Source: an optimization exercise on an open RTL-to-GDS flow (aim: small area). Production flows keep margins and buffers that such runs may drop. Only simulation tests tie the RTL to the original design; equivalence was not proved. The series may have gaps, and a smaller design here may also do less where the tests do not look. Power is estimated from default activity; no workload was simulated.

File: config.mk
export PLATFORM = sky130hd
export DESIGN_NAME = Unsat_Clause_Selector
export DESIGN_NICKNAME = Unsat_Clause_Selector
export VERILOG_FILES = /design/flow/design.v
export SDC_FILE = /design/flow/constraint.sdc
export NUM_CORES = 8
export LEC_CHECK = 0
export CAP_MARGIN = 20
export CORE_MARGIN = 2
export CORE_UTILIZATION = 40
export SLEW_MARGIN = 20
export SYNTH_MEMORY_MAX_BITS = 16384
File: constraint.sdc
create_clock -name core_clock -period 8.0 [get_ports {clk_i}]
set_input_delay 1.6000 -clock core_clock [delete_from_list [all_inputs] [get_ports {clk_i}]]
set_output_delay 1.6000 -clock core_clock [all_outputs]
set_load 0.01 [all_outputs]
File: design.v
module M_Table #(
    parameter BUFFER_DEPTH = 128,
    parameter M_TABLE_WIDTH = 32
)(
    input                                     clk_i,
    input                                     en_i,
    input      [$clog2(BUFFER_DEPTH) - 1 : 0] addr_i,
    output reg [M_TABLE_WIDTH - 1 : 0]        data_o,
    input      clear_debug_DIV_BY_ZERO_i,
    output reg debug_DIV_BY_ZERO_o
);
    localparam BUFFER_ADDR_WIDTH = $clog2(BUFFER_DEPTH);
    reg [M_TABLE_WIDTH - 1 : 0] m_table [0 : BUFFER_DEPTH - 1];
    wire [BUFFER_ADDR_WIDTH - 1 : 0] addr_actual = (addr_i == 0) ? 0 : addr_i - 1;
    initial begin
        $readmemh("M_table_roundup.mem", m_table);
    end
    always @(posedge clk_i) begin
        if(en_i) begin
            data_o <= m_table[addr_actual];
        end else begin
            data_o <= {M_TABLE_WIDTH{1'b0}};
        end
    end
    always @(posedge clk_i) begin
        if(en_i) begin
            if(addr_i == 0) begin
                debug_DIV_BY_ZERO_o <= 1;
            end else if(clear_debug_DIV_BY_ZERO_i) begin
                debug_DIV_BY_ZERO_o <= 0;
            end
        end
    end
endmodule
module Unsat_Clause_Buffer # (
    parameter NSAT = 3, 
    parameter LITERAL_ADDRESS_WIDTH = 12,
    parameter DEPTH = 128
)(
    input clk_i, 
    input a_en_i,    b_en_i,
    input a_wr_en_i, b_wr_en_i,
    input      [$clog2(DEPTH) - 1 : 0]                a_addr_i, b_addr_i,
    input      [LITERAL_ADDRESS_WIDTH * NSAT - 1 : 0] a_data_i, b_data_i,
    output reg [LITERAL_ADDRESS_WIDTH * NSAT - 1 : 0] a_data_o, b_data_o
);
    localparam CLAUSE_WIDTH = LITERAL_ADDRESS_WIDTH * NSAT;
    reg [CLAUSE_WIDTH - 1 : 0] ram [0 : DEPTH - 1];
    always @(posedge clk_i)
    begin
        if (a_en_i)
        begin
            if (a_wr_en_i) ram[a_addr_i] <= a_data_i;
            a_data_o <= ram[a_addr_i];
        end
    end
    always @(posedge clk_i)
    begin
        if (b_en_i)
        begin
            if (b_wr_en_i) ram[b_addr_i] <= b_data_i;
            b_data_o <= ram[b_addr_i];
        end
    end
endmodule
module Unsat_Clause_Selector # (
    parameter BUFFER_DEPTH = 128,  
    parameter RANDOM_NUM_WIDTH = 18,
    parameter M_TABLE_WIDTH = 32,
    parameter NSAT = 3,
    parameter LITERAL_ADDRESS_WIDTH = 12,
    localparam BUF_ADDR_WIDTH = $clog2(BUFFER_DEPTH)
)(
    input clk_i,
    input rst_i,
    input setup_i, 
    input                                        ucb_setup_wr_en_i,
    input [BUF_ADDR_WIDTH - 1 : 0]               ucb_setup_addr_i,
    input [NSAT * LITERAL_ADDRESS_WIDTH - 1 : 0] ucb_setup_data_i,
    input       request_i,  
    input       write_disable_i,  
    input       clear_debug_DIV_BY_ZERO_i, 
    output wire debug_DIV_BY_ZERO_o,
    input fifo_empty_i,
    input [NSAT * LITERAL_ADDRESS_WIDTH - 1 : 0] fifo_clause_i,
    input [RANDOM_NUM_WIDTH - 1 : 0] random_i,
    output wire [BUF_ADDR_WIDTH - 1 : 0]               buffer_count_o,
    output wire [NSAT * LITERAL_ADDRESS_WIDTH - 1 : 0] selected_o,
    output wire                                        ucb_overflow_o
);
localparam RAN_WIDTH = RANDOM_NUM_WIDTH;
localparam MT_WIDTH = M_TABLE_WIDTH;
localparam LIT_ADDR_WIDTH = LITERAL_ADDRESS_WIDTH;
localparam CLAUSE_WIDTH = NSAT * LIT_ADDR_WIDTH;
    reg [BUF_ADDR_WIDTH : 0] ucb_count;
    assign buffer_count_o = ucb_count[BUF_ADDR_WIDTH - 1 : 0];
    assign ucb_overflow_o = ucb_count[BUF_ADDR_WIDTH];
    wire ucb_en, ucb_wr_en;
    wire [BUF_ADDR_WIDTH - 1 : 0] ucb_addr;
    wire [CLAUSE_WIDTH - 1 : 0] ucb_data_in;
    wire [CLAUSE_WIDTH - 1 : 0] ucb_data_out;
    wire [BUF_ADDR_WIDTH - 1 : 0] ucb_last_addr;
    wire [CLAUSE_WIDTH - 1 : 0] ucb_last_data;
    reg [RAN_WIDTH + M_TABLE_WIDTH - 1 : 0] product_q2;
    reg [RAN_WIDTH - 1 : 0] random_number_q1, random_number_q2;
    reg [BUF_ADDR_WIDTH - 1 : 0] buf_count_q1, buf_count_q2;
    reg [BUF_ADDR_WIDTH - 1 : 0] selection_q3;
    reg request_q1, request_q2, request_q3, request_q4;
    wire mt_en;
    wire [BUF_ADDR_WIDTH - 1 : 0] mt_addr;
    wire mt_clear_debug_DIV_BY_ZERO;
    wire [MT_WIDTH - 1 : 0] mt_data_o;
    wire mt_debug_DIV_BY_ZERO;
    assign ucb_en = setup_i ? 
                        1'b1: 
                        ~write_disable_i;
    assign ucb_wr_en = setup_i ? 
                        ucb_setup_wr_en_i: 
                        fifo_empty_i ?
                            request_q3 ?
                                !(selection_q3 == ucb_last_addr): 
                                0 :  
                            1;
    assign ucb_addr = setup_i ? 
                        ucb_setup_addr_i: 
                        request_q3 ? 
                            selection_q3: 
                            ucb_count;
    assign ucb_data_in = setup_i ? 
                        ucb_setup_data_i: 
                        fifo_empty_i ? 
                            ucb_last_data: 
                            fifo_clause_i;
    assign ucb_last_addr = ucb_count - 1;
    Unsat_Clause_Buffer #(
        .NSAT(NSAT),
        .LITERAL_ADDRESS_WIDTH(LIT_ADDR_WIDTH),
        .DEPTH(BUFFER_DEPTH)
    ) unsat_buffer (
        .clk_i(clk_i),
        .a_en_i(ucb_en),
        .b_en_i(1'b1),
        .a_wr_en_i(ucb_wr_en),
        .b_wr_en_i(1'b0),
        .a_addr_i(ucb_addr),
        .b_addr_i(ucb_last_addr),
        .a_data_i(ucb_data_in),
        .b_data_i(),
        .a_data_o(ucb_data_out),
        .b_data_o(ucb_last_data)
    );
    assign selected_o = request_q4 ? ucb_data_out : {CLAUSE_WIDTH{1'bx}};
    always @(posedge clk_i) begin
        if(rst_i) begin
            ucb_count <= 0;
        end else begin
            if (setup_i & ucb_setup_wr_en_i)     ucb_count <= ucb_count + 1;  
            else if(~ucb_en)                     ucb_count <= ucb_count;      
            else if(~fifo_empty_i & ~request_q3) ucb_count <= ucb_count + 1;  
            else if(fifo_empty_i & request_q3)   ucb_count <= ucb_count - 1;  
            else if(fifo_empty_i & ~request_q3)  ucb_count <= ucb_count;      
            else if(~fifo_empty_i & request_q3)  ucb_count <= ucb_count;      
        end
    end
    assign mt_addr = ucb_count;
    assign mt_en = 1;  
    assign mt_clear_debug_DIV_BY_ZERO = clear_debug_DIV_BY_ZERO_i;
    assign debug_DIV_BY_ZERO_o = mt_debug_DIV_BY_ZERO;
    M_Table #(
        .BUFFER_DEPTH(BUFFER_DEPTH),
        .M_TABLE_WIDTH(MT_WIDTH)
    ) m_table (
        .clk_i(clk_i),
        .en_i(mt_en),
        .addr_i(mt_addr),
        .data_o(mt_data_o),
        .clear_debug_DIV_BY_ZERO_i(mt_clear_debug_DIV_BY_ZERO),
        .debug_DIV_BY_ZERO_o(mt_debug_DIV_BY_ZERO)
    );
    always @(posedge clk_i) begin
        if(rst_i) begin
            random_number_q1 <= 0;
            random_number_q2 <= 0;
            buf_count_q1 <= 0;
            buf_count_q2 <= 0;
            product_q2 <= 0;
            selection_q3 <= 0;
            request_q1 <= 0;
            request_q2 <= 0;
            request_q3 <= 0;
            request_q4 <= 0;
        end else begin  
            random_number_q1 <= random_i;
            buf_count_q1 <= ucb_count;
            request_q1 <= request_i;
            random_number_q2 <= random_number_q1;
            buf_count_q2 <= buf_count_q1;
            product_q2 <= random_number_q1 * mt_data_o;
            request_q2 <= request_q1;
            selection_q3 <= (buf_count_q2 == 1) ? 0 : random_number_q2 - ((product_q2 >> MT_WIDTH) * buf_count_q2);  
            request_q3 <= request_q2;
            request_q4 <= request_q3;
        end
    end
endmodule
File: M_table_roundup.mem
00000000
80000000
55555556
40000000
33333334
2AAAAAAB
24924925
20000000
1C71C71D
1999999A
1745D175
15555556
13B13B14
12492493
11111112
10000000
F0F0F10
E38E38F
D79435F
CCCCCCD
C30C30D
BA2E8BB
B21642D
AAAAAAB
A3D70A4
9D89D8A
97B425F
924924A
8D3DCB1
8888889
8421085
8000000
7C1F07D
7878788
7507508
71C71C8
6EB3E46
6BCA1B0
6906907
6666667
63E7064
6186187
5F417D1
5D1745E
5B05B06
590B217
572620B
5555556
539782A
51EB852
5050506
4EC4EC5
4D4873F
4BDA130
4A7904B
4924925
47DC120
469EE59
456C798
4444445
4325C54
4210843
4104105
4000000
3F03F04
3E0F83F
3D22636
3C3C3C4
3B5CC0F
3A83A84
39B0AD2
38E38E4
381C0E1
3759F23
369D037
35E50D8
3531DED
3483484
33D91D3
3333334
3291620
31F3832
3159722
30C30C4
3030304
2FA0BE9
2F14991
2E8BA2F
2E05C0C
2D82D83
2D02D03
2C8590C
2C0B02D
2B93106
2B1DA47
2AAAAAB
2A3A0FE
29CBC15
295FAD5
28F5C29
288DF0D
2828283
27C4598
2762763
2702703
26A43A0
2647C6A
25ED098
2593F6A
253C826
24E6A18
2492493
243F6F1
23EE090
239E0D6
234F72D
2302303
22B63CC
226B903
2222223
21D9EAE
2192E2A
214D022
2108422
20C49BB
2082083
2040811
2000000
File: run.sh
#!/bin/bash
# synth_recipe.tcl (not shown) runs the flow's synth.tcl, then flattens the netlist and writes it again
# the make line also repeats each setting of config.mk as NAME=value (left out here)
make -C /OpenROAD-flow-scripts/flow DESIGN_CONFIG=/design/flow/config.mk WORK_HOME=/design/flow/orfs CLKGATE_MAP_FILE= SYNTH_SCRIPT=/design/flow/synth_recipe.tcl finish
run_1/io_fan.png
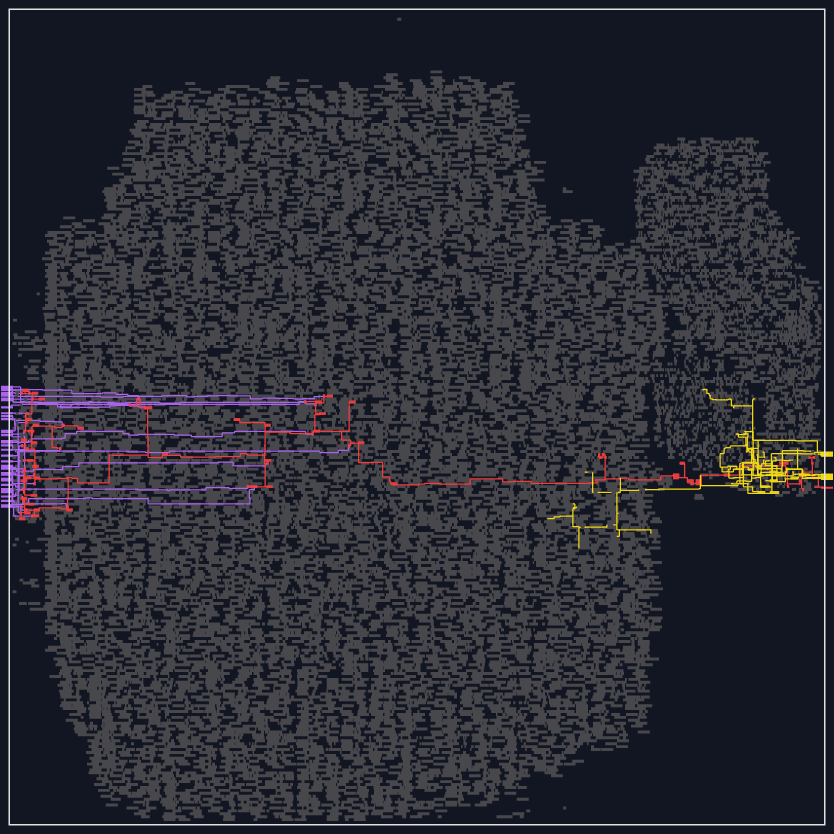
- purple: `ucb_setup_data_i` (bits 36; direction input; edge left; end cells 36; buffers 36; wire 3350 um)
- red: `setup_i` (bits 1; direction input; edge right; end cells 96; buffers 3; wire 1700 um)
- yellow: `buffer_count_o` (bits 7; direction output; edge right; end cells 7; buffers 9; wire 1780 um)

run_1/layer_met2.png
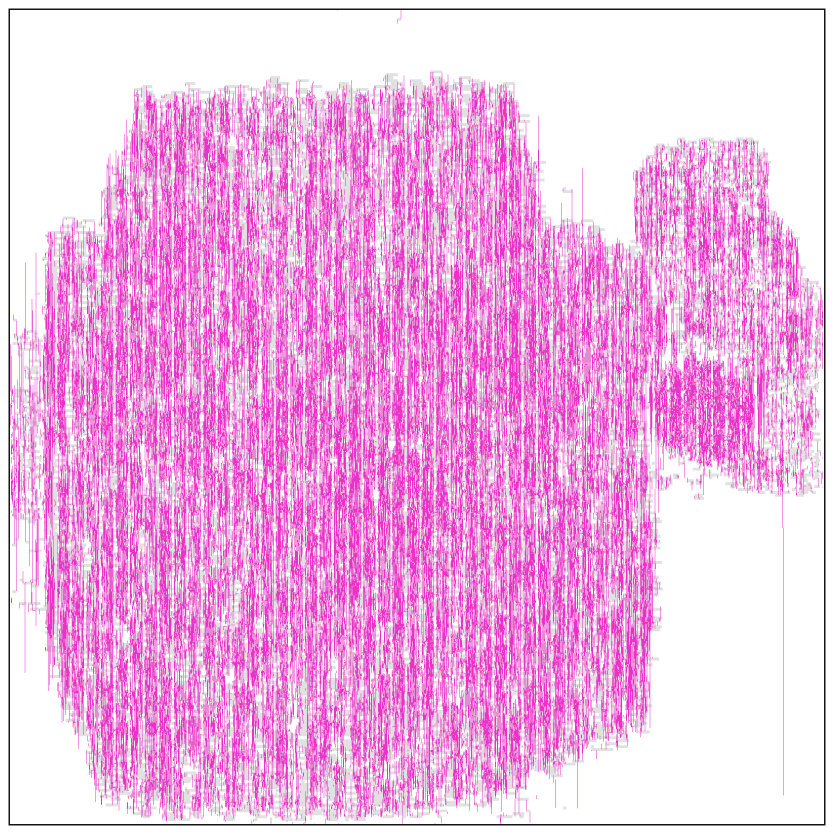
- wire length on this layer: 391 mm
- main direction: vertical
- nets with wire on the layer: 13265
- share of all routed wire: 42%

==> tab_implementation.tex, run 1 <==
\begin{tabular}{lr}
\hline
Metric & Value \\
\hline
\multicolumn{2}{l}{\textbf{Clock tree}} \\
\quad Buffers from clock root to sink, at most & 4 \\
\quad Root buffer selected by CTS & sky130\_fd\_sc\_hd\_\_clkbuf\_16 \\
\quad Number of buffers added for setup after CTS & 0 \\
\quad Clock network latency to the later pin of the worst-skew pair & 1100 ps \\
\multicolumn{2}{l}{\textbf{Die}} \\
\quad Total die area & roughly 570000 um2 \\
\multicolumn{2}{l}{\textbf{Timing}} \\
\quad Final setup violation count & 0 \\
\quad Skew final & 97.23 ps \\
\quad Minimum period implied by the final worst setup slack & just over 7000 ps \\
\quad Post-route setup TNS & 0 ps \\
\multicolumn{2}{l}{\textbf{Synth}} \\
\quad Top flip-flop cell by instance count after synthesis & sky130\_fd\_sc\_hd\_\_edfxtp\_1 \\
\quad Cells after Synth & 13870 \\
\quad Proportion of register bits with asynchronous set or reset after synthesis & 0\% \\
\quad Average instance area after synthesis & 16.39 um2 \\
\quad Yosys reg bits & 4777 \\
\quad Post-synth net total & 14520 \\
\multicolumn{2}{l}{\textbf{Route}} \\
\quad Highest routed layer & met5 \\
\quad Final ANT Viol Nets & 0 \\
\quad Met1 Routed Length & 319200 um \\
\quad Routed Wire Length & between 900000 and 1000000 um \\
\quad Routed wire length on met3 & 146700 um \\
\quad Number of DRC markers in iteration 0 & $\sim$30000 \\
\quad DRC violations left & 0 \\
\multicolumn{2}{l}{\textbf{Setup path}} \\
\quad Critical path peak fanout & 21 \\
\quad Data required time at the worst endpoint & 8930 ps \\
\quad Category of cells accounting for the largest share of critical-path delay & adder cells \\
\quad Crit path largest cell delay & just under 1000 ps \\
\quad Critical path class & flop to flop \\
\quad Startpoint type of the worst setup path & flop \\
\multicolumn{2}{l}{\textbf{Finish}} \\
\quad Number of inserted diodes & 39 \\
\quad Clock buffer instance count of the final layout & 638 \\
\quad Layout Utilization & 45.77\% \\
\quad Top cell category & registers \\
\quad Area share of buffers outside the clock network & 3.265\% \\
\quad Nonclk inv count & 565 \\
\quad Finished layout cell area & 258900 um2 \\
\quad Count of buffers not belonging to the clock network in the layout & 811 \\
\quad Ratio of cells with drive above 1 in the final layout & about 21\% \\
\multicolumn{2}{l}{\textbf{GRT}} \\
\quad Global-route congestion overflow total & 0 \\
\quad Global-route wire length before repair & 1249000 um \\
\quad Pin count of the biggest net entering global routing & $\sim$130 \\
\quad Vias in the first global route & 150000 \\
\multicolumn{2}{l}{\textbf{Place}} \\
\quad DP Cell Count & about 21000 \\
\quad HPWL after detailed placement & 559400 um \\
\quad DP Area & 241800 um2 \\
\multicolumn{2}{l}{\textbf{Power}} \\
\quad Logic power comb & 24.6 mW \\
\quad NetSw & 26.99 mW \\
\quad Leakage power summed over all cells & roughly 80 nW \\
\quad Power drawn by the clock network & approximately 24 mW \\
\quad Share of power burned in registers & a little under two fifths \\
\multicolumn{2}{l}{\textbf{Hold path}} \\
\quad Startpoint of the most critical hold path & buf\_count\_q1[1]\$\_SDFF\_PP0\_ \\
\multicolumn{2}{l}{\textbf{Status}} \\
\quad Status & complete, no violations \\
\multicolumn{2}{l}{\textbf{Run}} \\
\quad Number of maximum-capacitance violations & 0 \\
\hline
\end{tabular}
run_1/power_grid.png
Bar = 200 um. Pins as bars on the die edge.
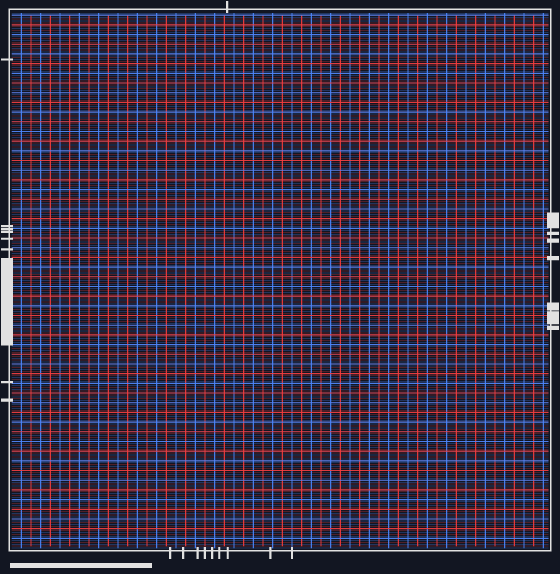
- red: VDD
- blue: VSS
- met5 straps: 55
- met4 straps: 55
- met1 rails: 277
Die Ht: 758.0 um
Max rail drop VDD: 0.0004510 V
total core area: 565700 um2
Die X-Extent: 758.0 um

run_1/clock_tree.png
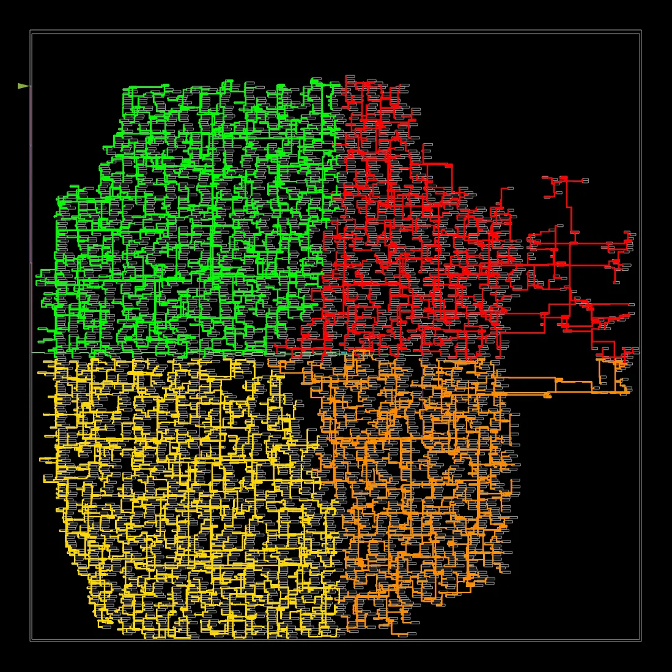
CTS Sinks: 4777
total number of sequential cells: 4777
Inserted Clock Buffers: 518
htree depth: 6

[run 1: cell usage after synthesis, types with 21 or more instances]
cell type | number | area share, %
sky130_fd_sc_hd__a22oi_1 | 2309 | 7.6
sky130_fd_sc_hd__mux2i_1 | 46 | 0.20
sky130_fd_sc_hd__nand2_1 | 879 | 1.5
sky130_fd_sc_hd__dfxtp_1 | 133 | 1.2
sky130_fd_sc_hd__a21oi_1 | 200 | 0.44
sky130_fd_sc_hd__edfxtp_1 | 4644 | 61
sky130_fd_sc_hd__buf_4 | 30 | 0.099
sky130_fd_sc_hd__nor2b_1 | 42 | 0.12
sky130_fd_sc_hd__a41oi_1 | 575 | 2.2
sky130_fd_sc_hd__fa_1 | 438 | 3.9
sky130_fd_sc_hd__nor3_1 | 32 | 0.070
sky130_fd_sc_hd__mux4_2 | 1441 | 14
sky130_fd_sc_hd__buf_1 | 104 | 0.17
sky130_fd_sc_hd__buf_2 | 542 | 1.2
sky130_fd_sc_hd__nand3_1 | 151 | 0.33
sky130_fd_sc_hd__o211ai_1 | 34 | 0.11
sky130_fd_sc_hd__inv_1 | 565 | 0.93
sky130_fd_sc_hd__and2_1 | 164 | 0.45
sky130_fd_sc_hd__a31oi_1 | 21 | 0.058
sky130_fd_sc_hd__a211oi_1 | 25 | 0.083
sky130_fd_sc_hd__nor2_1 | 242 | 0.40
sky130_fd_sc_hd__o21ai_0 | 207 | 0.46
sky130_fd_sc_hd__xnor2_1 | 45 | 0.17
sky130_fd_sc_hd__clkbuf_1 | 487 | 0.80
sky130_fd_sc_hd__ha_1 | 108 | 0.59
sky130_fd_sc_hd__nor4_1 | 121 | 0.33
sky130_fd_sc_hd__nand4_1 | 33 | 0.091
[run 1: registers in the layout (all words and copies together) (netlist names), 8 cells and up]
name,count
unsat_buffer.ram,4608
unsat_buffer.a_data_o,36
unsat_buffer.b_data_o,36
m_table.data_o,32
random_number_q1,18
ucb_count,8
[run 1: cell families after synthesis]
logic type	share of synthesized area, %
xor gates and xnor gates	0.2465
AOI/OAI and AO/OA	11.56
muxes	14.48
buffers and inverters	3.215
and+or+nand+nor	3.551
DFF	62.49
adders and majority gates	4.450
[run 1: layer usage]
layer | vias up | global-route usage, %
met4 | 44 | 17.99
met5 | - | 0
met2 | 15000 | 44.71
met3 | 2845 | 11.72
li1 | 58070 | -
met1 | 80870 | 40.65
==> run 2: a larger rewrite; changed files in full <==
removed: M_table_roundup.mem
==> design.v <==
module M_Table #(
    parameter RAN_WIDTH = 18,
    parameter K1 = 6,
    parameter K2 = 6
)(
    input                      clk_i,
    input  [RAN_WIDTH - 1 : 0] random_i,
    input  [6 : 0]             count_i,
    output reg [6 : 0]         selection_o
);
    localparam R1 = RAN_WIDTH - K1;      
    localparam R2 = R1 - K2;             
    function [6:0] step1;
        input [6:0] rem;
        input       b;
        input [7:0] m;
        reg   [8:0] d;
        begin
            d = {1'b0, rem, b} - {1'b0, m};
            step1 = d[8] ? {rem[5:0], b} : d[6:0];
        end
    endfunction
    function [6:0] step2;
        input [6:0] rem;
        input [1:0] b;
        input [7:0] m;
        input [8:0] m3;
        reg   [8:0] t;
        reg   [9:0] d1, d2, d3;
        begin
            t  = {rem, b};
            d1 = {1'b0, t} - {2'b0, m};
            d2 = {1'b0, t} - {1'b0, m, 1'b0};
            d3 = {1'b0, t} - {1'b0, m3};
            step2 = !d3[9] ? d3[6:0] : !d2[9] ? d2[6:0] : !d1[9] ? d1[6:0] : t[6:0];
        end
    endfunction
    integer j;
    wire [7:0] m0 = {count_i == 7'd0, count_i};
    wire [8:0] m3_0 = {1'b0, m0} + {m0, 1'b0};
    reg  [6:0] r0;
    always @* begin
        r0 = 7'd0;
        for (j = RAN_WIDTH - 1; j >= R1 + 1; j = j - 2)
            r0 = step2(r0, random_i[j -: 2], m0, m3_0);
        if ((K1 % 2) == 1)
            r0 = step1(r0, random_i[R1], m0);
    end
    reg [6:0]      rem1;
    reg [R1 - 1:0] ran1;
    reg [7:0]      m1;
    reg [8:0]      m3_1;
    always @(posedge clk_i) begin
        rem1 <= r0;
        ran1 <= random_i[R1 - 1 : 0];
        m1   <= m0;
        m3_1 <= m3_0;
    end
    reg [6:0] r1;
    always @* begin
        r1 = rem1;
        for (j = R1 - 1; j >= R2 + 1; j = j - 2)
            r1 = step2(r1, ran1[j -: 2], m1, m3_1);
        if ((K2 % 2) == 1)
            r1 = step1(r1, ran1[R2], m1);
    end
    reg [6:0]      rem2;
    reg [R2 - 1:0] ran2;
    reg [7:0]      m2;
    reg [8:0]      m3_2;
    always @(posedge clk_i) begin
        rem2 <= r1;
        ran2 <= ran1[R2 - 1 : 0];
        m2   <= m1;
        m3_2 <= m3_1;
    end
    reg [6:0] r2;
    always @* begin
        r2 = rem2;
        for (j = R2 - 1; j >= 1; j = j - 2)
            r2 = step2(r2, ran2[j -: 2], m2, m3_2);
        if ((R2 % 2) == 1)
            r2 = step1(r2, ran2[0], m2);
    end
    always @(posedge clk_i) selection_o <= r2;
endmodule
module Unsat_Clause_Buffer #(
    parameter W = 36,
    parameter DEPTH = 128
)(
    input                          clk_i,
    input                          wr_en_i,
    input  [$clog2(DEPTH) - 1 : 0] a_addr_i,
    input  [W - 1 : 0]             a_data_i,
    output reg [W - 1 : 0]         a_data_o,
    input  [$clog2(DEPTH) - 1 : 0] b_addr_i,
    input  [$clog2(DEPTH) - 1 : 0] b_addr_next_i,      
    output     [W - 1 : 0]         b_data_o
);
    localparam AW = $clog2(DEPTH);
    localparam G  = DEPTH / 2;
    localparam NA = (DEPTH + 2) / 3;     
    localparam NB = (G + 2) / 3;         
    reg [1:0] ph;
    always @(posedge clk_i) ph <= ph + 2'd1;
    wire pol0 = ph[1];                
    wire pol1 = ~(ph[1] ^ ph[0]);     
    wire wpol = ph[1] ^ ph[0];        
    reg            p_valid;
    reg [AW - 1:0] p_addr;
    reg [W - 1:0]  p_data;
    wire cur_now  = wr_en_i & (a_addr_i[0] != ph[0]);
    wire cur_pend = wr_en_i & (a_addr_i[0] == ph[0]);
    always @(posedge clk_i) begin
        p_valid <= cur_pend;
        p_addr  <= a_addr_i;
        p_data  <= a_data_i;
    end
    wire p_live = ~(cur_now & (p_addr[AW - 1 : 1] == a_addr_i[AW - 1 : 1]));
    wire [W - 1:0] db = a_data_i ^ {W{~wpol}};
    wire [W - 1:0] pb = (p_data ^ {W{~wpol}}) & {W{p_live}};
    reg            b_late;               
    reg [AW - 2:0] b_ring;
    wire b_in_f0 = (b_addr_i[0] == ph[0]);
    always @(posedge clk_i) begin
        b_late <= b_in_f0;
        b_ring <= b_in_f0 ? b_addr_i[AW - 1 : 1] : b_addr_next_i[AW - 1 : 1];
    end
    wire a_in_f0 = (a_addr_i[0] == ph[0]);
    wire [W - 1 : 0] q  [0 : DEPTH - 1];
    wire [W - 1 : 0] q1 [0 : G - 1];
    wire [DEPTH - 1 : 0] a_sel;
    wire [G - 1 : 0] b_sel;
    genvar g;
    generate
        for (g = 0; g < G; g = g + 1) begin : ring
            wire a_hit = (a_addr_i[AW - 1 : 1] == g);
            wire sel_d = cur_now & a_hit;
            wire sel_p = p_valid & (p_addr[AW - 1 : 1] == g);
            Ucb_Ring #(.W(W)) u_ring (
                .clk_i(clk_i),
                .sel_n_i(~(sel_d | sel_p)),
                .sel_d_i(sel_d),
                .sel_p_i(sel_p),
                .d_i(db),
                .p_i(pb),
                .f0_o(q[2 * g]),
                .f1_o(q[2 * g + 1])
            );
            assign q1[g] = q[2 * g + 1];
            assign a_sel[2 * g]     = a_hit &  a_in_f0;
            assign a_sel[2 * g + 1] = a_hit & ~a_in_f0;
            assign b_sel[g] = (b_ring == g);
        end
    endgenerate
    wire [W - 1 : 0] a_grp [0 : NA - 1];
    wire [W - 1 : 0] b_grp [0 : NB - 1];
    generate
        for (g = 0; g < NA; g = g + 1) begin : grp_a
            if (3 * g + 2 < DEPTH) begin : g3
                Ucb_Aoi3 #(.W(W)) u_a (
                    .s0_i(a_sel[3 * g]), .s1_i(a_sel[3 * g + 1]), .s2_i(a_sel[3 * g + 2]),
                    .d0_i(q[3 * g]), .d1_i(q[3 * g + 1]), .d2_i(q[3 * g + 2]),
                    .y_o(a_grp[g])
                );
            end else if (3 * g + 1 < DEPTH) begin : g2
                Ucb_Aoi2 #(.W(W)) u_a (
                    .s0_i(a_sel[3 * g]), .s1_i(a_sel[3 * g + 1]),
                    .d0_i(q[3 * g]), .d1_i(q[3 * g + 1]),
                    .y_o(a_grp[g])
                );
            end else begin : g1
                Ucb_Nand #(.W(W)) u_a (.s_i(a_sel[3 * g]), .d_i(q[3 * g]), .y_o(a_grp[g]));
            end
        end
        for (g = 0; g < NB; g = g + 1) begin : grp_b
            if (3 * g + 2 < G) begin : g3
                Ucb_Aoi3 #(.W(W)) u_b (
                    .s0_i(b_sel[3 * g]), .s1_i(b_sel[3 * g + 1]), .s2_i(b_sel[3 * g + 2]),
                    .d0_i(q1[3 * g]), .d1_i(q1[3 * g + 1]), .d2_i(q1[3 * g + 2]),
                    .y_o(b_grp[g])
                );
            end else if (3 * g + 1 < G) begin : g2
                Ucb_Aoi2 #(.W(W)) u_b (
                    .s0_i(b_sel[3 * g]), .s1_i(b_sel[3 * g + 1]),
                    .d0_i(q1[3 * g]), .d1_i(q1[3 * g + 1]),
                    .y_o(b_grp[g])
                );
            end else begin : g1
                Ucb_Nand #(.W(W)) u_b (.s_i(b_sel[3 * g]), .d_i(q1[3 * g]), .y_o(b_grp[g]));
            end
        end
    endgenerate
    reg [W - 1 : 0] a_rd, b_rd;
    integer k;
    always @* begin
        a_rd = {W{1'b0}};
        b_rd = {W{1'b0}};
        for (k = 0; k < NA; k = k + 1) a_rd = a_rd | ~a_grp[k];
        for (k = 0; k < NB; k = k + 1) b_rd = b_rd | ~b_grp[k];
    end
    wire a_pol = a_in_f0 ? pol0 : pol1;
    wire a_fwd = p_valid & (p_addr == a_addr_i);
    always @(posedge clk_i) a_data_o <= a_fwd ? p_data : (a_rd ^ {W{a_pol}});
    wire [W - 1 : 0] b_now = b_rd ^ {W{pol1}};
    wire b_fwd = p_valid & (p_addr == b_addr_i);
    reg  [W - 1 : 0] b_reg;
    always @(posedge clk_i) b_reg <= b_fwd ? p_data : b_now;
    assign b_data_o = b_late ? b_now : b_reg;
endmodule
module Ucb_Ring #(
    parameter W = 36
)(
    input              clk_i,
    input              sel_n_i,
    input              sel_d_i,
    input              sel_p_i,
    input  [W - 1 : 0] d_i,
    input  [W - 1 : 0] p_i,
    output reg [W - 1 : 0] f0_o,
    output reg [W - 1 : 0] f1_o
);
    always @(posedge clk_i) begin
        f1_o <= f0_o;
        f0_o <= ~(({W{sel_n_i}} & f1_o) | ({W{sel_d_i}} & d_i) | ({W{sel_p_i}} & p_i));
    end
endmodule
module Ucb_Aoi3 #(
    parameter W = 36
)(
    input              s0_i,
    input              s1_i,
    input              s2_i,
    input  [W - 1 : 0] d0_i,
    input  [W - 1 : 0] d1_i,
    input  [W - 1 : 0] d2_i,
    output [W - 1 : 0] y_o
);
    assign y_o = ~(({W{s0_i}} & d0_i) | ({W{s1_i}} & d1_i) | ({W{s2_i}} & d2_i));
endmodule
module Ucb_Aoi2 #(
    parameter W = 36
)(
    input              s0_i,
    input              s1_i,
    input  [W - 1 : 0] d0_i,
    input  [W - 1 : 0] d1_i,
    output [W - 1 : 0] y_o
);
    assign y_o = ~(({W{s0_i}} & d0_i) | ({W{s1_i}} & d1_i));
endmodule
module Ucb_Nand #(
    parameter W = 36
)(
    input              s_i,
    input  [W - 1 : 0] d_i,
    output [W - 1 : 0] y_o
);
    assign y_o = ~({W{s_i}} & d_i);
endmodule
module Unsat_Clause_Selector # (
    parameter BUFFER_DEPTH = 128,
    parameter RANDOM_NUM_WIDTH = 18,
    parameter M_TABLE_WIDTH = 32,
    parameter NSAT = 3,
    parameter LITERAL_ADDRESS_WIDTH = 12,
    localparam BUF_ADDR_WIDTH = $clog2(BUFFER_DEPTH)
)(
    input clk_i,
    input rst_i,
    input setup_i,
    input                                        ucb_setup_wr_en_i,
    input [BUF_ADDR_WIDTH - 1 : 0]               ucb_setup_addr_i,
    input [NSAT * LITERAL_ADDRESS_WIDTH - 1 : 0] ucb_setup_data_i,
    input       request_i,
    input       write_disable_i,
    input       clear_debug_DIV_BY_ZERO_i,
    output wire debug_DIV_BY_ZERO_o,
    input fifo_empty_i,
    input [NSAT * LITERAL_ADDRESS_WIDTH - 1 : 0] fifo_clause_i,
    input [RANDOM_NUM_WIDTH - 1 : 0] random_i,
    output wire [BUF_ADDR_WIDTH - 1 : 0]               buffer_count_o,
    output wire [NSAT * LITERAL_ADDRESS_WIDTH - 1 : 0] selected_o,
    output wire                                        ucb_overflow_o
);
    localparam CW = NSAT * LITERAL_ADDRESS_WIDTH;
    localparam AW = BUF_ADDR_WIDTH;
    reg  [AW : 0] ucb_count;
    reg           request_q1, request_q2, request_q3;
    reg           dbg;
    wire [AW - 1 : 0] selection_q3;
    wire [CW - 1 : 0] ucb_data_out, ucb_last_data;
    assign buffer_count_o      = ucb_count[AW - 1 : 0];
    assign ucb_overflow_o      = ucb_count[AW];
    assign debug_DIV_BY_ZERO_o = dbg;
    assign selected_o          = ucb_data_out;
    wire [AW - 1 : 0] last_addr = ucb_count[AW - 1 : 0] - 1'b1;
    wire ucb_en = setup_i | ~write_disable_i;
    wire [AW - 1 : 0] ucb_addr = setup_i ? ucb_setup_addr_i :
                                 request_q3 ? selection_q3 : ucb_count[AW - 1 : 0];
    wire ucb_wr = setup_i ? ucb_setup_wr_en_i :
                  fifo_empty_i ? (request_q3 & (selection_q3 != last_addr)) : 1'b1;
    wire [CW - 1 : 0] ucb_data_in = setup_i ? ucb_setup_data_i :
                                    fifo_empty_i ? ucb_last_data : fifo_clause_i;
    Unsat_Clause_Buffer #(.W(CW), .DEPTH(BUFFER_DEPTH)) unsat_buffer (
        .clk_i(clk_i),
        .wr_en_i(~rst_i & ucb_en & ucb_wr),
        .a_addr_i(ucb_addr),
        .a_data_i(ucb_data_in),
        .a_data_o(ucb_data_out),
        .b_addr_i(last_addr),
        .b_addr_next_i(ucb_count_next[AW - 1 : 0] - 1'b1),
        .b_data_o(ucb_last_data)
    );
    M_Table #(.RAN_WIDTH(RANDOM_NUM_WIDTH)) m_table (
        .clk_i(clk_i),
        .random_i(random_i),
        .count_i(ucb_count[AW - 1 : 0]),
        .selection_o(selection_q3)
    );
    reg [AW : 0] ucb_count_next;
    always @* begin
        ucb_count_next = ucb_count;
        if (rst_i) begin
            ucb_count_next = 0;
        end else if (setup_i & ucb_setup_wr_en_i) begin
            ucb_count_next = ucb_count + 1'b1;
        end else if (ucb_en) begin
            if (~fifo_empty_i & ~request_q3)     ucb_count_next = ucb_count + 1'b1;
            else if (fifo_empty_i & request_q3)  ucb_count_next = ucb_count - 1'b1;
        end
    end
    always @(posedge clk_i) ucb_count <= ucb_count_next;
    always @(posedge clk_i) begin
        if (ucb_count[AW - 1 : 0] == 0)      dbg <= 1'b1;
        else if (clear_debug_DIV_BY_ZERO_i)  dbg <= 1'b0;
    end
    always @(posedge clk_i) begin
        if (rst_i) begin
            request_q1 <= 1'b0;
            request_q2 <= 1'b0;
            request_q3 <= 1'b0;
        end else begin
            request_q1 <= request_i;
            request_q2 <= request_q1;
            request_q3 <= request_q2;
        end
    end
endmodule
==> config.mk <==
export PLATFORM = sky130hd
export DESIGN_NAME = Unsat_Clause_Selector
export DESIGN_NICKNAME = Unsat_Clause_Selector
export VERILOG_FILES = /design/flow/design.v
export SDC_FILE = /design/flow/constraint.sdc
export NUM_CORES = 8
export LEC_CHECK = 0
export CAP_MARGIN = 20
export CELL_PAD_IN_SITES_DETAIL_PLACEMENT = 1
export CELL_PAD_IN_SITES_GLOBAL_PLACEMENT = 1
export CORE_MARGIN = 2
export CORE_UTILIZATION = 40
export CTS_BUF_LIST = sky130_fd_sc_hd__clkbuf_16
export CTS_CLUSTER_DIAMETER = 120
export CTS_CLUSTER_SIZE = 26
export PLACE_DENSITY = 0.5
export SETUP_SLACK_MARGIN = 0.2
export SLEW_MARGIN = 20
export SYNTH_HIERARCHICAL = 1
export SYNTH_MEMORY_MAX_BITS = 16384
run_2/layer_met3.png
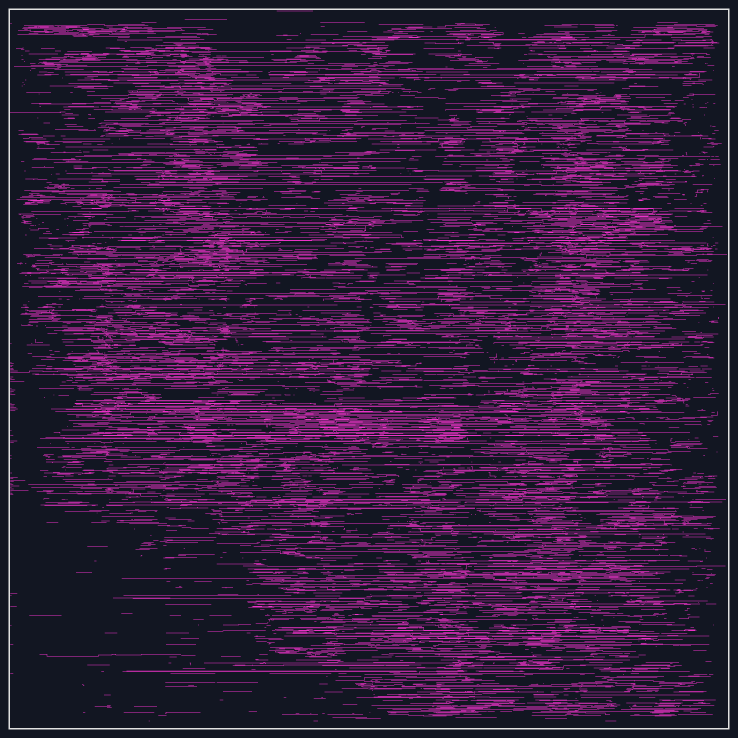
- nets with wire on the layer: 3203
- share of all routed wire: 14%
- wire length on this layer: 159 mm
- main direction: horizontal
met3 Use GR: 17.86%
detailed-route via count: 165900
Routed Wire Length: 1110000 um

run_2/io_fan.png
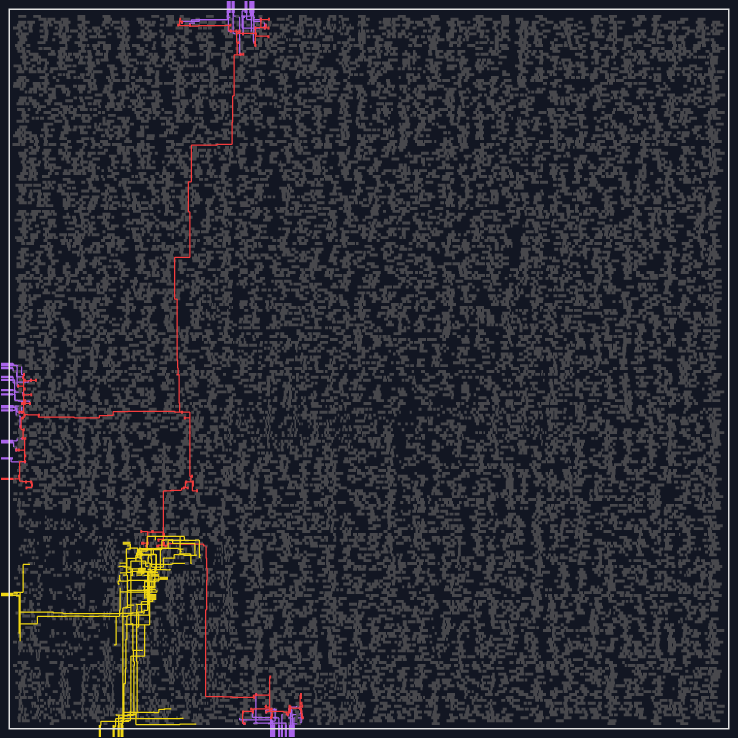
- purple: `ucb_setup_data_i` (bits 36; direction input; edge 13 left, 12 bottom, 11 top; end cells 36; buffers 36; wire 936 um)
- red: `setup_i` (bits 1; direction input; edge left; end cells 96; buffers 3; wire 1570 um)
- yellow: `buffer_count_o` (bits 7; direction output; edge 5 bottom, 2 left; end cells 7; buffers 14; wire 2650 um)

==> run 2 against run 1 <==
  * Still clean
  * Critical path depth fell by 4
  * Non-clock buffer count rose by 679
  * Area after synthesis fell by 22%
  * Synthesized cell count rose by 2.5%
  * Clock skew fell by 24 ps
  * Global-route usage rose by 15 points
  * Maximum frequency fell by 9.8%
  * Via count rose by 5.8%
  * Combinational power rose by 33%
  * Core utilization fell by 2.2 points
  * Largest cell class unchanged
  * Largest power group is now combinational logic
==> tab_implementation.tex, run 2 <==
\begin{tabular}{lr}
\hline
Metric & Value \\
\hline
\multicolumn{2}{l}{\textbf{Die}} \\
\quad Total core area & 442400 um2 \\
\quad Die Ht & 671.0 um \\
\quad Die X-Extent & 671.0 um \\
\quad Total die area & about 450000 um2 \\
\multicolumn{2}{l}{\textbf{Clock tree}} \\
\quad Htree depth & 4 \\
\quad Inserted Clock Buffers & 211 \\
\quad Buffers from clock root to sink, at most & 4 \\
\quad Clock network latency to the later pin of the worst-skew pair & 1070 ps \\
\quad CTS Sinks & roughly 4800 \\
\quad Root buffer selected by CTS & sky130\_fd\_sc\_hd\_\_clkbuf\_16 \\
\multicolumn{2}{l}{\textbf{GRT}} \\
\quad Pin count of the biggest net entering global routing & 73 \\
\quad M1 GR Usage & between 50 and 60\% \\
\quad Global-route wire length before repair & about 1500000 um \\
\quad Global routing met2 resource utilization & 66.78\% \\
\quad Top Usage Layer GRT & met2 \\
\multicolumn{2}{l}{\textbf{Finish}} \\
\quad Top flop regs & unsat\_buffer.ring.u\_ring.f0\_o: 2304 flops, unsat\_buffer.ring.u\_ring.f1\_o: 2304 flops \\
\quad Finished layout cell area & between 150000 and 200000 um2 \\
\quad Ratio of cells with drive above 1 in the final layout & 15.85\% \\
\multicolumn{2}{l}{\textbf{Timing}} \\
\quad Skew final & around 73 ps \\
\quad Minimum period implied by the final worst setup slack & 7894 ps \\
\multicolumn{2}{l}{\textbf{Synth}} \\
\quad Cell types with the largest area share after synthesis & sky130\_fd\_sc\_hd\_\_dfxtp\_1 (54\%), sky130\_fd\_sc\_hd\_\_a222oi\_1 (26\%), sky130\_fd\_sc\_hd\_\_buf\_6 (6.5\%) \\
\quad Proportion of register bits with asynchronous set or reset after synthesis & 0\% \\
\quad Cells after Synth & approximately 14000 \\
\quad Cell type contributing the most total cell area after synthesis & sky130\_fd\_sc\_hd\_\_dfxtp\_1 \\
\quad Library cell with the highest instance count after synthesis & sky130\_fd\_sc\_hd\_\_dfxtp\_1 \\
\quad Ranking of synthesized cells by instance count & sky130\_fd\_sc\_hd\_\_dfxtp\_1 (4816), sky130\_fd\_sc\_hd\_\_a222oi\_1 (4573), sky130\_fd\_sc\_hd\_\_buf\_6 (1035) \\
\quad Post-synth net total & 14560 \\
\multicolumn{2}{l}{\textbf{Setup path}} \\
\quad Critical path class & flop to flop \\
\quad Critical path peak fanout & 36 \\
\quad Crit path largest cell delay & 970 ps \\
\quad Data required time at the worst endpoint & 8810 ps \\
\multicolumn{2}{l}{\textbf{Power}} \\
\quad Power drawn by the clock network & 13.3 mW \\
\quad Max rail drop VDD & 0.0006895 V \\
\quad Logic power comb & 32.6 mW \\
\multicolumn{2}{l}{\textbf{Route}} \\
\quad DRC violations left & 0 \\
\quad Number of DRC markers in iteration 0 & just over 50000 \\
\quad Final ANT Viol Nets & 0 \\
\multicolumn{2}{l}{\textbf{Status}} \\
\quad Status & complete, no violations \\
\multicolumn{2}{l}{\textbf{Run}} \\
\quad Number of maximum-capacitance violations & 0 \\
\multicolumn{2}{l}{\textbf{Place}} \\
\quad DP Area & 186600 um2 \\
\hline
\end{tabular}
## run 2: kinds of logic (layout without fill, tap and decap cells)
| kind of cell | count (synthesis) | after routing | share of synthesized area [%] |
|---|---|---|---|
| xor gates and xnor gates | 277 | 277 | 1.382 |
| muxes | 159 | 159 | 0.9526 |
| other | 0 | 58 | 0 |
| buffers and inverters | 1785 | 1852 | 8.545 |
| adders and majority gates | 241 | 241 | 1.808 |
| AOI/OAI and AO/OA | 5124 | 5124 | 27.87 |
| and+or+nand+nor | 1812 | 1812 | 5.268 |
| DFF | 4816 | 4816 | 54.17 |
## run 2: layout make-up
cell class / instances / area [um2]
fill: 45230 / 249700
sequential: 4816 / 96420
multi-input combinational: 7613 / 69240
timing repair buffer: 1490 / 13300
tap: 5904 / 7387
clock buffer: 214 / 5355
inverter: 129 / 484.2
clock inverter: 19 / 321.6
antenna: 58 / 145.1
## run 2: stage by stage
step                      util (%)  hold WS [ps]
after global placement       42.11         313.5
after global routing         43.52         324.5
final                        43.55         308.2
after CTS                    43.46         329.9
after floorplan                  -         309.6
after detailed placement     42.18         313.5
## run 2: timing repair
item / 4_1_cts / 5_1_grt
hold buffers: 0 / 0
setup endpoints to repair: 0 / 20
gates resized for setup: 0 / 16
setup buffers: 0 / 4
## run 2: worst min-delay path by stage
| stage | start | to | slack (ps) | cells past startpoint |
|---|---|---|---|---|
| floorplan | m_table.ran1[0]$_DFF_P_ | m_table.ran2[0]$_DFF_P_ | 310 | 0 |
| global placement | m_table.ran1[1]$_DFF_P_ | m_table.ran2[1]$_DFF_P_ | 310 | 0 |
| detailed placement | m_table.ran1[1]$_DFF_P_ | m_table.ran2[1]$_DFF_P_ | 310 | 0 |
| CTS | unsat_buffer.ring[35].u_ring.f0_o[17]$_DFF_P_ | unsat_buffer.ring[35].u_ring.f1_o[17]$_DFF_P_ | 330 | 0 |
| global route | unsat_buffer.ring[12].u_ring.f0_o[5]$_DFF_P_ | unsat_buffer.ring[12].u_ring.f1_o[5]$_DFF_P_ | 320 | 0 |
| finish | unsat_buffer.ring[40].u_ring.f0_o[26]$_DFF_P_ | unsat_buffer.ring[40].u_ring.f1_o[26]$_DFF_P_ | 310 | 0 |
## run 2: routing by layer
layer	share of wire, %	vias up
met2	41	14730
met5	0.044	-
li1	-	62590
met4	9.8	54
met1	35	85350
met3	14	3130

re-timing with driven ports:
How much do the figures lean on ideal ports? The routed layouts below were timed once more, with nothing changed but the port constraints.
Step 1, drivers: a clkbuf_16 drives clk_i and a buf_2 each remaining input, both assumed.
Step 2 times the ports against the registers' clock, not the clock port: input delays grow and output delays shrink by t, the midpoint of the rising clock arrivals with the driver on.
a / b / c = no drivers / after step 1 / after step 2; a / b = the first two.
run	shift t [ns]	setup WS [ns]	worst slew at a driven data input, ns
run 1	1.186	0.879 / 0.879 / 0.879	0.10
run 2	1.175	0.106 / 0.106 / -0.431	0.08
With both steps, setup timing fails in run 2, where it was met with ideal ports. For run 2, which loses most, drivers alone change the setup slack by 0.000 ns; drivers and shift together by -0.537 ns.
